From an optimization exercise on the open Yosys and OpenROAD flow, aimed at small area, a short achievable clock period and few clock cycles; shortcuts taken in it are not production practice. Only simulation tests tie the RTL to the original design; equivalence was not proved.

## flow/config.mk

```make
export PLATFORM = sky130hd
export DESIGN_NAME = CONV
export DESIGN_NICKNAME = CONV
export VERILOG_FILES = /design/flow/design.v
export SDC_FILE = /design/flow/constraint.sdc
export NUM_CORES = 4
export LEC_CHECK = 0
export CAP_MARGIN = 20
export CORE_MARGIN = 2
export CORE_UTILIZATION = 40
export SLEW_MARGIN = 20
```

## flow/constraint.sdc

```tcl
create_clock -name core_clock -period 11.0 [get_ports {clk}]
set_input_delay 2.2000 -clock core_clock [delete_from_list [all_inputs] [get_ports {clk}]]
set_output_delay 2.2000 -clock core_clock [all_outputs]
set_load 0.01 [all_outputs]
```

## flow/design.v

```verilog
module CONV(
	input 	clk, 
	input 	reset, 
	output reg busy,
	input 	ready, 
	output 	[11:0] iaddr, 
	input	[19:0] idata,
	output 	reg cwr,
	output 	reg [11:0] caddr_wr,
	output 	reg [19:0] cdata_wr,
	output 	reg crd,
	output 	reg [11:0] caddr_rd,
	input 	[19:0] cdata_rd, 
	output reg [2:0] csel
	);
integer i;
enum reg [3:0] {IDLE, LOAD_CONV_0, STORE_M0, LOAD_CONV_1, STORE_M1,  
				MAX_POOLING_LOAD_0, MAX_POOLING_STORE_0, MAX_POOLING_LOAD_1, MAX_POOLING_STORE_1,  
				FLATTEN_LOAD_0, FLATTEN_LOAD_1, FLATTEN_STORE_0, FLATTEN_STORE_1} cstate, nstate;  
reg signed [19:0] kernel [8:0];
reg signed [19:0] kernel_mult_wire;
reg signed [19:0] bias; 
reg signed [38:0] bias_39;
reg [3:0] window_counter; 
reg [11:0] center_counter; 
reg signed [12:0] center_addr, index_square_move;  
reg signed [19:0] image;   
wire signed [38:0] conv_mult_intermediate;  
wire signed [38:0] conv_result_1;  
reg signed [39:0] conv_result;  
wire signed [19:0] conv_result_temp;
wire signed [19:0] conv_result_relu;
reg [9:0] max_pooling_addr_counter; 
reg signed [19:0] max_temp; 
reg mem_rd_delay; 
always_ff @(posedge clk or posedge reset)
	if(reset)
		cstate <= IDLE; 
	else 
		cstate <= nstate; 
always_comb begin
	case(cstate)  
		IDLE: 
			nstate = (busy) ? LOAD_CONV_0 : IDLE;
		LOAD_CONV_0: 
			nstate = (window_counter == 9) ? STORE_M0 : LOAD_CONV_0; 
		STORE_M0:
			nstate = LOAD_CONV_1;
		LOAD_CONV_1: 
			nstate = (window_counter == 9) ? STORE_M1 : LOAD_CONV_1; 
		STORE_M1:  
			nstate = (center_counter == 4095) ?  MAX_POOLING_LOAD_0 : LOAD_CONV_0;
		MAX_POOLING_LOAD_0:
			nstate = (window_counter == 4) ? MAX_POOLING_STORE_0 : MAX_POOLING_LOAD_0; 
		MAX_POOLING_STORE_0: 
			nstate = MAX_POOLING_LOAD_1; 
		MAX_POOLING_LOAD_1:
			nstate = (window_counter == 4) ? MAX_POOLING_STORE_1 : MAX_POOLING_LOAD_1; 
		MAX_POOLING_STORE_1: 
			nstate = (max_pooling_addr_counter == 1023) ?  FLATTEN_LOAD_0 : MAX_POOLING_LOAD_0;
		FLATTEN_LOAD_0:
			nstate = mem_rd_delay ? FLATTEN_STORE_0 : FLATTEN_LOAD_0; 
		FLATTEN_STORE_0:
			nstate =  FLATTEN_LOAD_1;
		FLATTEN_LOAD_1:
			nstate = mem_rd_delay ? FLATTEN_STORE_1 : FLATTEN_LOAD_1; 
		FLATTEN_STORE_1:
			nstate = (center_counter == 2047) ? IDLE : FLATTEN_LOAD_0;
		default: 
			nstate = IDLE; 
	endcase
end
always @(*) begin
	case(cstate)
		LOAD_CONV_0: 
			begin
				kernel[0] = 20'h0A89E;
				kernel[1] = 20'h092D5;
				kernel[2] = 20'h06D43;
				kernel[3] = 20'h01004;
				kernel[4] = 20'hF8F71;
				kernel[5] = 20'hF6E54;
				kernel[6] = 20'hFA6D7;
				kernel[7] = 20'hFC834;
				kernel[8] = 20'hFAC19;
				bias = 20'h01310;
			end 
		LOAD_CONV_1:
			begin
				kernel[0] = 20'hFDB55;
				kernel[1] = 20'h02992;
				kernel[2] = 20'hFC994;
				kernel[3] = 20'h050FD;
				kernel[4] = 20'h02F20;
				kernel[5] = 20'h0202D;
				kernel[6] = 20'h03BD7;
				kernel[7] = 20'hFD369;
				kernel[8] = 20'h05E68;
				bias = 20'hF7295;
			end
		default
			begin
				for (i=0; i<=8; i++)
					kernel[i] = 0;
				bias = 0;
			end
	endcase
	bias_39 = {{4{bias[19]}}, bias[18:0], 16'b0};
end
always @(posedge clk or posedge reset) begin
	if(reset)
		busy <= 0; 
	else if(ready)
		busy <= 1;
	else if (nstate == IDLE)
		busy <= 0; 
end
always @(posedge clk or posedge reset) begin
	if(reset) begin 
		center_counter <= 0; 
	end else if (cstate == STORE_M1) begin
		if(center_counter == 4095)
			center_counter <= 0;  
		else
			center_counter <= center_counter + 1;
	end else if (cstate == MAX_POOLING_STORE_1) begin
		if(center_counter == 4030)
			center_counter <= 0;
		else if (center_counter[5:0] == 6'b111110)  
			center_counter <= center_counter + 66;  
		else
			center_counter <= center_counter + 2;
	end else if (cstate == FLATTEN_STORE_0 | cstate == FLATTEN_STORE_1) begin  
		center_counter <= center_counter + 1;
	end
end
always @(posedge clk or posedge reset) begin
	if(reset)
		max_pooling_addr_counter <= 0;
	else if (cstate == MAX_POOLING_STORE_1)
		max_pooling_addr_counter <= max_pooling_addr_counter + 1; 
	else if (cstate == FLATTEN_STORE_1)  
		max_pooling_addr_counter <= max_pooling_addr_counter + 1; 
end
always @(posedge clk or posedge reset) begin
	if(reset) begin 
		window_counter <= 0; 
	end else if (cstate == LOAD_CONV_0 | cstate == LOAD_CONV_1 | cstate == MAX_POOLING_LOAD_0 | cstate == MAX_POOLING_LOAD_1) begin
		window_counter <= window_counter + 1;
	end else if (cstate == STORE_M0 | cstate == STORE_M1 | cstate == MAX_POOLING_STORE_0 | cstate == MAX_POOLING_STORE_1) begin
		window_counter <= 0;
	end
end
always @(*) begin
	case (cstate)
		LOAD_CONV_0, LOAD_CONV_1:
			case(window_counter)
				0:	index_square_move = -65;
				1:	index_square_move = -64;
				2:	index_square_move = -63;
				3:	index_square_move = -1;
				4:	index_square_move = 0;	
				5:	index_square_move = 1;
				6:	index_square_move = 63;
				7:	index_square_move = 64;
				8:	index_square_move = 65;
				default: index_square_move = 0; 
			endcase
		MAX_POOLING_LOAD_0, MAX_POOLING_LOAD_1: 
			case(window_counter)
				0:	index_square_move = 0;	
				1:	index_square_move = 1;	
				2:	index_square_move = 64;
				3:	index_square_move = 65;
				default: index_square_move = 0;
			endcase
		default: 
			index_square_move = 0;
	endcase
end
assign center_addr = {1'b0, center_counter};
assign iaddr = center_addr + index_square_move; 
assign kernel_mult_wire = (window_counter < 9) ? kernel[window_counter] : 0 ;
assign conv_mult_intermediate = image * kernel_mult_wire; 
always @(*) begin
	case (center_counter)
		0: 
			case(window_counter)
				0, 1, 2, 3, 6: 
					image = 0;
				default:
					image = idata; 
			endcase
		63:
			case(window_counter)
				0, 1, 2, 5, 8: 
					image = 0;
				default:
					image = idata; 
			endcase
		4032: 
			case(window_counter)
				0, 3, 6, 7, 8: 
					image = 0;
				default:
					image = idata; 
			endcase
		4095: 
			case(window_counter)
				2, 5, 6, 7, 8: 
					image = 0;
				default:
					image = idata; 
			endcase
		default:
			if(center_counter[11:6] == 6'b0)  
				case(window_counter)
					0, 1, 2: 
						image = 0;
					default:
						image = idata; 
				endcase
			else if(center_counter[5:0] == 6'b0)  
				case(window_counter)
					0, 3, 6: 
						image = 0;
					default:
						image = idata; 
				endcase
			else if(center_counter[5:0] == 6'b111111)  
				case(window_counter)
					2, 5, 8: 
						image = 0;
					default:
						image = idata; 
				endcase
			else if(center_counter[11:6] == 6'b111111)  
				case(window_counter)
					6, 7, 8: 
						image = 0;
					default:
						image = idata; 
				endcase
			else
				image = idata;
	endcase
end
assign conv_result_1 = {conv_result[39], conv_result[37:0]};
always @(posedge clk or posedge reset) begin
	if (reset) begin
		conv_result <= 0;
	end else if (cstate == LOAD_CONV_0 || cstate == LOAD_CONV_1) begin
		if(window_counter == 9)
			conv_result <= conv_result_1 + bias_39;  
		else
			conv_result <= conv_result_1 + conv_mult_intermediate;  
	end else if (cstate == STORE_M0 || cstate == STORE_M1) begin
		conv_result <= 0;
	end
end
assign conv_result_temp = {conv_result[15] == 1} ? {conv_result[35:16] + 1} : {conv_result[35:16]};
assign conv_result_relu = {conv_result_temp[19] == 1} ? 0 : conv_result_temp;
always @(posedge clk or posedge reset) begin
	if(reset) begin
		max_temp <= 0; 
	end else if (cstate == MAX_POOLING_STORE_0 | cstate == MAX_POOLING_STORE_1) begin
		max_temp <= 0;
	end else if (cstate == MAX_POOLING_LOAD_0 | cstate == MAX_POOLING_LOAD_1) begin 
		if(cdata_rd > max_temp) begin
			max_temp <= cdata_rd;
		end
	end else if(cstate == FLATTEN_LOAD_0 | cstate == FLATTEN_LOAD_1) begin
		max_temp <= cdata_rd; 
	end 
end
always @(posedge clk or posedge reset) begin
	if (reset)
		mem_rd_delay <= 0;
	else if(cstate == FLATTEN_LOAD_0 | cstate == FLATTEN_LOAD_1)
		mem_rd_delay <= 1;
	else if(cstate == FLATTEN_STORE_0 | cstate == FLATTEN_STORE_1)
		mem_rd_delay <= 0;
end
always @(*) begin
	case (cstate) 
		STORE_M0: 
			begin
				csel = 3'b001; 
				cwr = 1;
				caddr_wr = center_counter;
				cdata_wr = conv_result_relu; 
				crd = 0;
				caddr_rd = 12'b0; 
			end
		STORE_M1: 
			begin
				csel = 3'b010; 
				cwr = 1;
				caddr_wr = center_counter;
				cdata_wr = conv_result_relu; 
				crd = 0;
				caddr_rd = 12'b0; 
			end
		MAX_POOLING_LOAD_0:
			begin
				csel = 3'b001; 
				cwr = 0;
				caddr_wr = 12'b0;
				cdata_wr = 20'b0; 
				crd = 1;
				caddr_rd = iaddr; 
			end
		MAX_POOLING_STORE_0:
			begin
				csel = 3'b011; 
				cwr = 1;
				caddr_wr = max_pooling_addr_counter;
				cdata_wr = max_temp; 
				crd = 0;
				caddr_rd = 12'b0; 
			end
		MAX_POOLING_LOAD_1:
			begin
				csel = 3'b010; 
				cwr = 0;
				caddr_wr = 12'b0;
				cdata_wr = 20'b0;
				crd = 1;
				caddr_rd = iaddr; 
			end
		MAX_POOLING_STORE_1:
			begin
				csel = 3'b100; 
				cwr = 1;
				caddr_wr = max_pooling_addr_counter;
				cdata_wr = max_temp;
				crd = 0;
				caddr_rd = 12'b0; 
			end
		FLATTEN_LOAD_0:
			begin
				csel = 3'b011; 
				cwr = 0;
				caddr_wr = 12'b0;
				cdata_wr = 20'b0;
				crd = 1;
				caddr_rd = max_pooling_addr_counter; 
			end
		FLATTEN_LOAD_1:
			begin
				csel = 3'b100;
				cwr = 0;
				caddr_wr = 12'b0;
				cdata_wr = 20'b0;
				crd = 1;
				caddr_rd = max_pooling_addr_counter; 
			end
		FLATTEN_STORE_0, FLATTEN_STORE_1: 
			begin
				csel = 3'b101; 
				cwr = 1;
				caddr_wr = center_counter;
				cdata_wr = max_temp;
				crd = 0;
				caddr_rd = 12'b0; 
			end
		default:
			begin 
				csel = 3'b000; 
				cwr = 0;
				caddr_wr = 12'b0;
				cdata_wr = 20'b0; 
				crd = 0;
				caddr_rd = 12'b0; 
			end
	endcase
end
endmodule
```

## flow/run.sh

```bash
#!/bin/bash
# synth_recipe.tcl (not shown) runs the flow's synth.tcl, then flattens the netlist and writes it again
# the make line also repeats each setting of config.mk as NAME=value (left out here)
make -C /OpenROAD-flow-scripts/flow DESIGN_CONFIG=/design/flow/config.mk WORK_HOME=/design/flow/orfs CLKGATE_MAP_FILE= SYNTH_SCRIPT=/design/flow/synth_recipe.tcl finish
```

==> summary.txt <==
outcome finished clean; Die W about 240 um; GR Util met3 between 2 and 2.5%; sequential cells around 90; Synth Area in Simple Gates between 10% and 20%; worst slack at placement -251 ps; largest family of logic cells by synthesized area adder cells; XOR/XNOR Fraction of Synth Area roughly 4.9%; vias in the first global route 20,800; I/O pin count around 110; layout cell share with drive strength beyond 1 between 8 and 9%; ClkCell Share between 1 and 1.5%; WP data required approximately 11,000 ps; global route hottest layer met2; Yosys warnings 4; CP Class in -> reg; compound-cell area share of the yosys netlist roughly 14%; Multi-input gate area between 0.015 and 0.02 mm^2; min-delay worst type reg -> reg; final core utilization 45.8%; cts hold-fix bufs 0; iteration count of the initial detailed-routing pass 7; clk slew on worst S/H paths around 70 ps; Yosys reg bits a little under 90; final hold violations 0; fraction of area in multi-input gates a little over two thirds; crit-path max cell delay roughly 540 ps; Antenna diodes 0; synthesized-area fraction occupied by adder cells between 40% and 50%; Worst path slowest cell fa_1; GRT met1 Usage about 30%; drc violations 0; Die ar. 0.0598 mm^2; grt met2 use between 30% and 40%; most frequent CP cell inv_1; Arr. time, crit path around 11,000 ps; cell class with the largest area share multi-input combinational cells; # Post-CTS Setup Buffers 0; Met2 Wirelength 33.8 mm; Hold Startpoint max_temp[19]; H-tree depth 3; crit share post-route 95.8%; CP Launch Type input port; Layout Cells excl Fill about 3,800; hpwl dp 57.1 mm; setup violators final 0; nonclk inv count between 500 and 600; Post-synth top cells inv_1, fa_1, nand2_1; first-pass GRT wire length between 100 and 150 mm; tap cells about 770; hold depth 2; reg2reg path depth 43; crit path to conv_result[34]; Clock Path Buffers 2; NumNets Final roughly 3,600; DP Area 0.0259 mm^2; FP Rows 88; Congestion Overflow GR 0; R2R Path Start center_counter[0]; Multi-input comb cells between 2,000 and 2,500; Worst setup EP type flop; number of fill cells ~5,700; Cell variety after synth 84; post-synth design cell area 0.0232 mm^2; Worst-Margin Slew roughly 800 ps; Hold Worst Slack 489 ps; minimum clock period between 10,000 and 15,000 ps; Signal buffers 260; Crit Reg-Reg Endpoint conv_result[34]; worst skew pair latency 370 ps; Via density 5.27; cells after synthesis 2,844; worst-path fanout max 3; Met1 Wirelength between 20 and 30 mm; largest net degree at the start of global routing just over 50; total track usage a little under a quarter; sequential share of the synthesized area a little under a tenth; multiplexer share of the synthesized area less than 1%; Max Cap Viol 0; WHS Endpoint max_temp[19]; top cells by area, synth fa_1, ha_1, dfrtp_1; Main synth FF type dfrtp_1; via count just under 20,000; met3 routed wirelength between 2 and 3 mm; number of antenna-violating nets in the routed design 0; Largest delay share family, worst path adder cells; DIE HEIGHT about 240 um; Seq area share ~8.4%; Slew HR 45.8%; worst path bufs/invs 9; Placer Congestion about 0.90; Starting Density between 40% and 50%; Max Used Layer met4; commonest non-fill, non-tap cells in the layout inv_1, fa_1, nand2_1, nor2_1, ha_1; Root Driver clkbuf_16; area growth from synthesis to layout 13.8%; CP startpoint idata[8]; initial antenna violation count 0; Port Buf Inserts roughly 100; wirelength, routed about 67 mm; Mapped Nets about 3,500; CTS tree yes; cell depth of the worst setup path 40; Max Clk Rate 94.9 MHz; cell with the most instances after synthesis inv_1; Slew Viols, Final 0; post-synth top area share between 30% and 40%; post-route design area roughly 0.026 mm^2; core area between 0.05 and 0.06 mm^2; Post-synth ARST share 100%; Starting DRT DRC Count ~1,100; reg2reg setup slack about 510 ps; Setup WS post-layout 460 ps; Most flops, register conv_result; NonClk Buf Share under 10%; largest area contributor in the netlist fa_1; max reg flops 36; Reg area about 0.0022 mm^2; commonest non-fill, non-tap cell in the layout inv_1; Clock buffer cells 9; EDFF count, synth 0; post_cts resized 0; Placed Cells between 3,000 and 4,000; drt wl/cell roughly 18 um; Largest regs conv_result x36, max_temp x20, center_counter x12; setup_tns 0 ps; Synth Area per Inst about 8.1 um^2
Testbench counts, summed over its fixed seeds: cycles 1,302,552.
Fig. 1: routed metal, one colour a layer
(2 px per um)
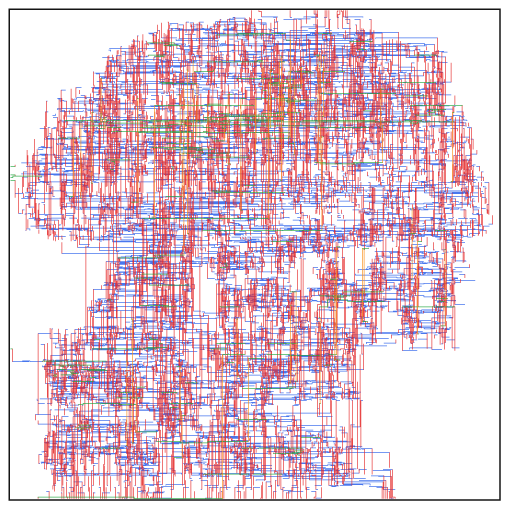
blue -> M1  # wire length 28.8 mm
orange -> M4  # wire length 1,970 um
green -> M3  # wire length 2,590 um
red -> M2  # wire length 33.8 mm

Fig. 2: clock network drawn from the DEF
(3 px per um)
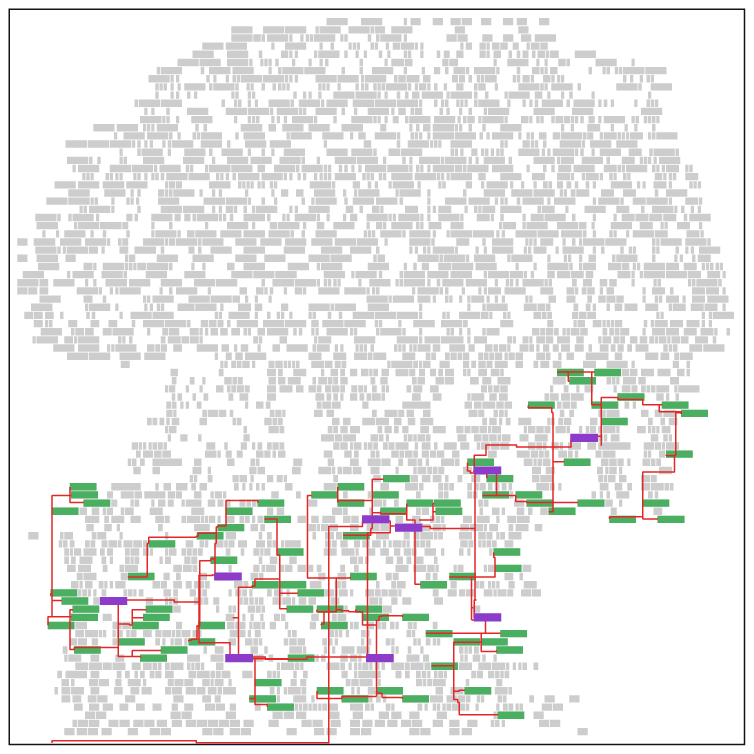
red -> clock wires  # length 1,550 um
purple -> clock-net drivers  # count 9
green -> flip-flops  # count 88
routed clock nets = 10

Fig. 3: clock wiring as the flow saved it
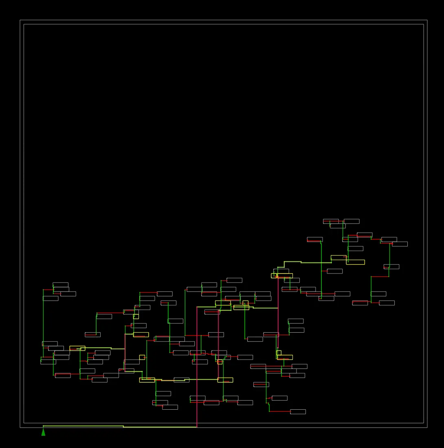
CTS Sinks: 88
worst-case clock skew: 9.93 ps
CTS Buf Count: 9

Fig. 4: cell classes on the final placement
(2 px per um) Fill, decap, tap and diode cells in grey.
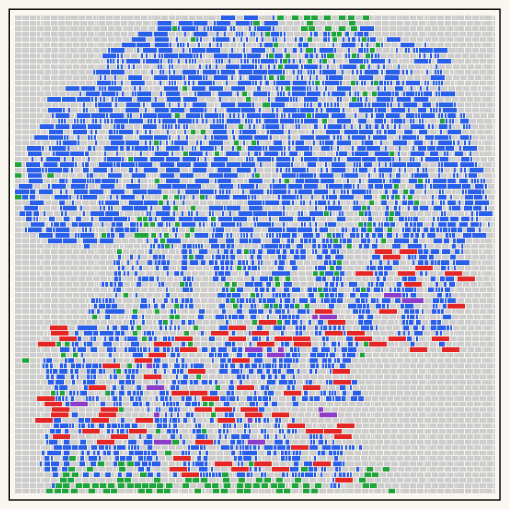
red -> registers  # cells 88, share of their area 8.7%
purple -> clock drivers and dummy loads  # cells 16, share of their area 1.2%
green -> remaining buffers and delay cells  # cells 260, share of their area 8.8%
blue -> remaining logic cells  # cells 2,644, share of their area 81%

-- re-timing with driven ports --
The flow's constraints put no driver on any port. The routed layout listed below was extracted and timed again, unchanged, in two steps.
Step 1 assumes that a clkbuf_16 drives the clock port and a buf_2 every other input.
Step 2, shift: input delay + t, output delay - t, t = (earliest + latest rising clock arrival at the registers) / 2. This alone moves slack from input paths to output paths.
Slacks: no drivers / after step 1 / after step 2; pairs: no drivers / after step 1.
shift t [ns]: 0.412
setup WS [ns]: 0.460 / 0.482 / 0.070
worst setup path after step 2: input to register
pins driven straight from the clock port: 1
After both steps setup and hold are still met in this run. For this run, drivers alone change the setup slack by +0.022 ns; drivers and shift together by -0.390 ns.
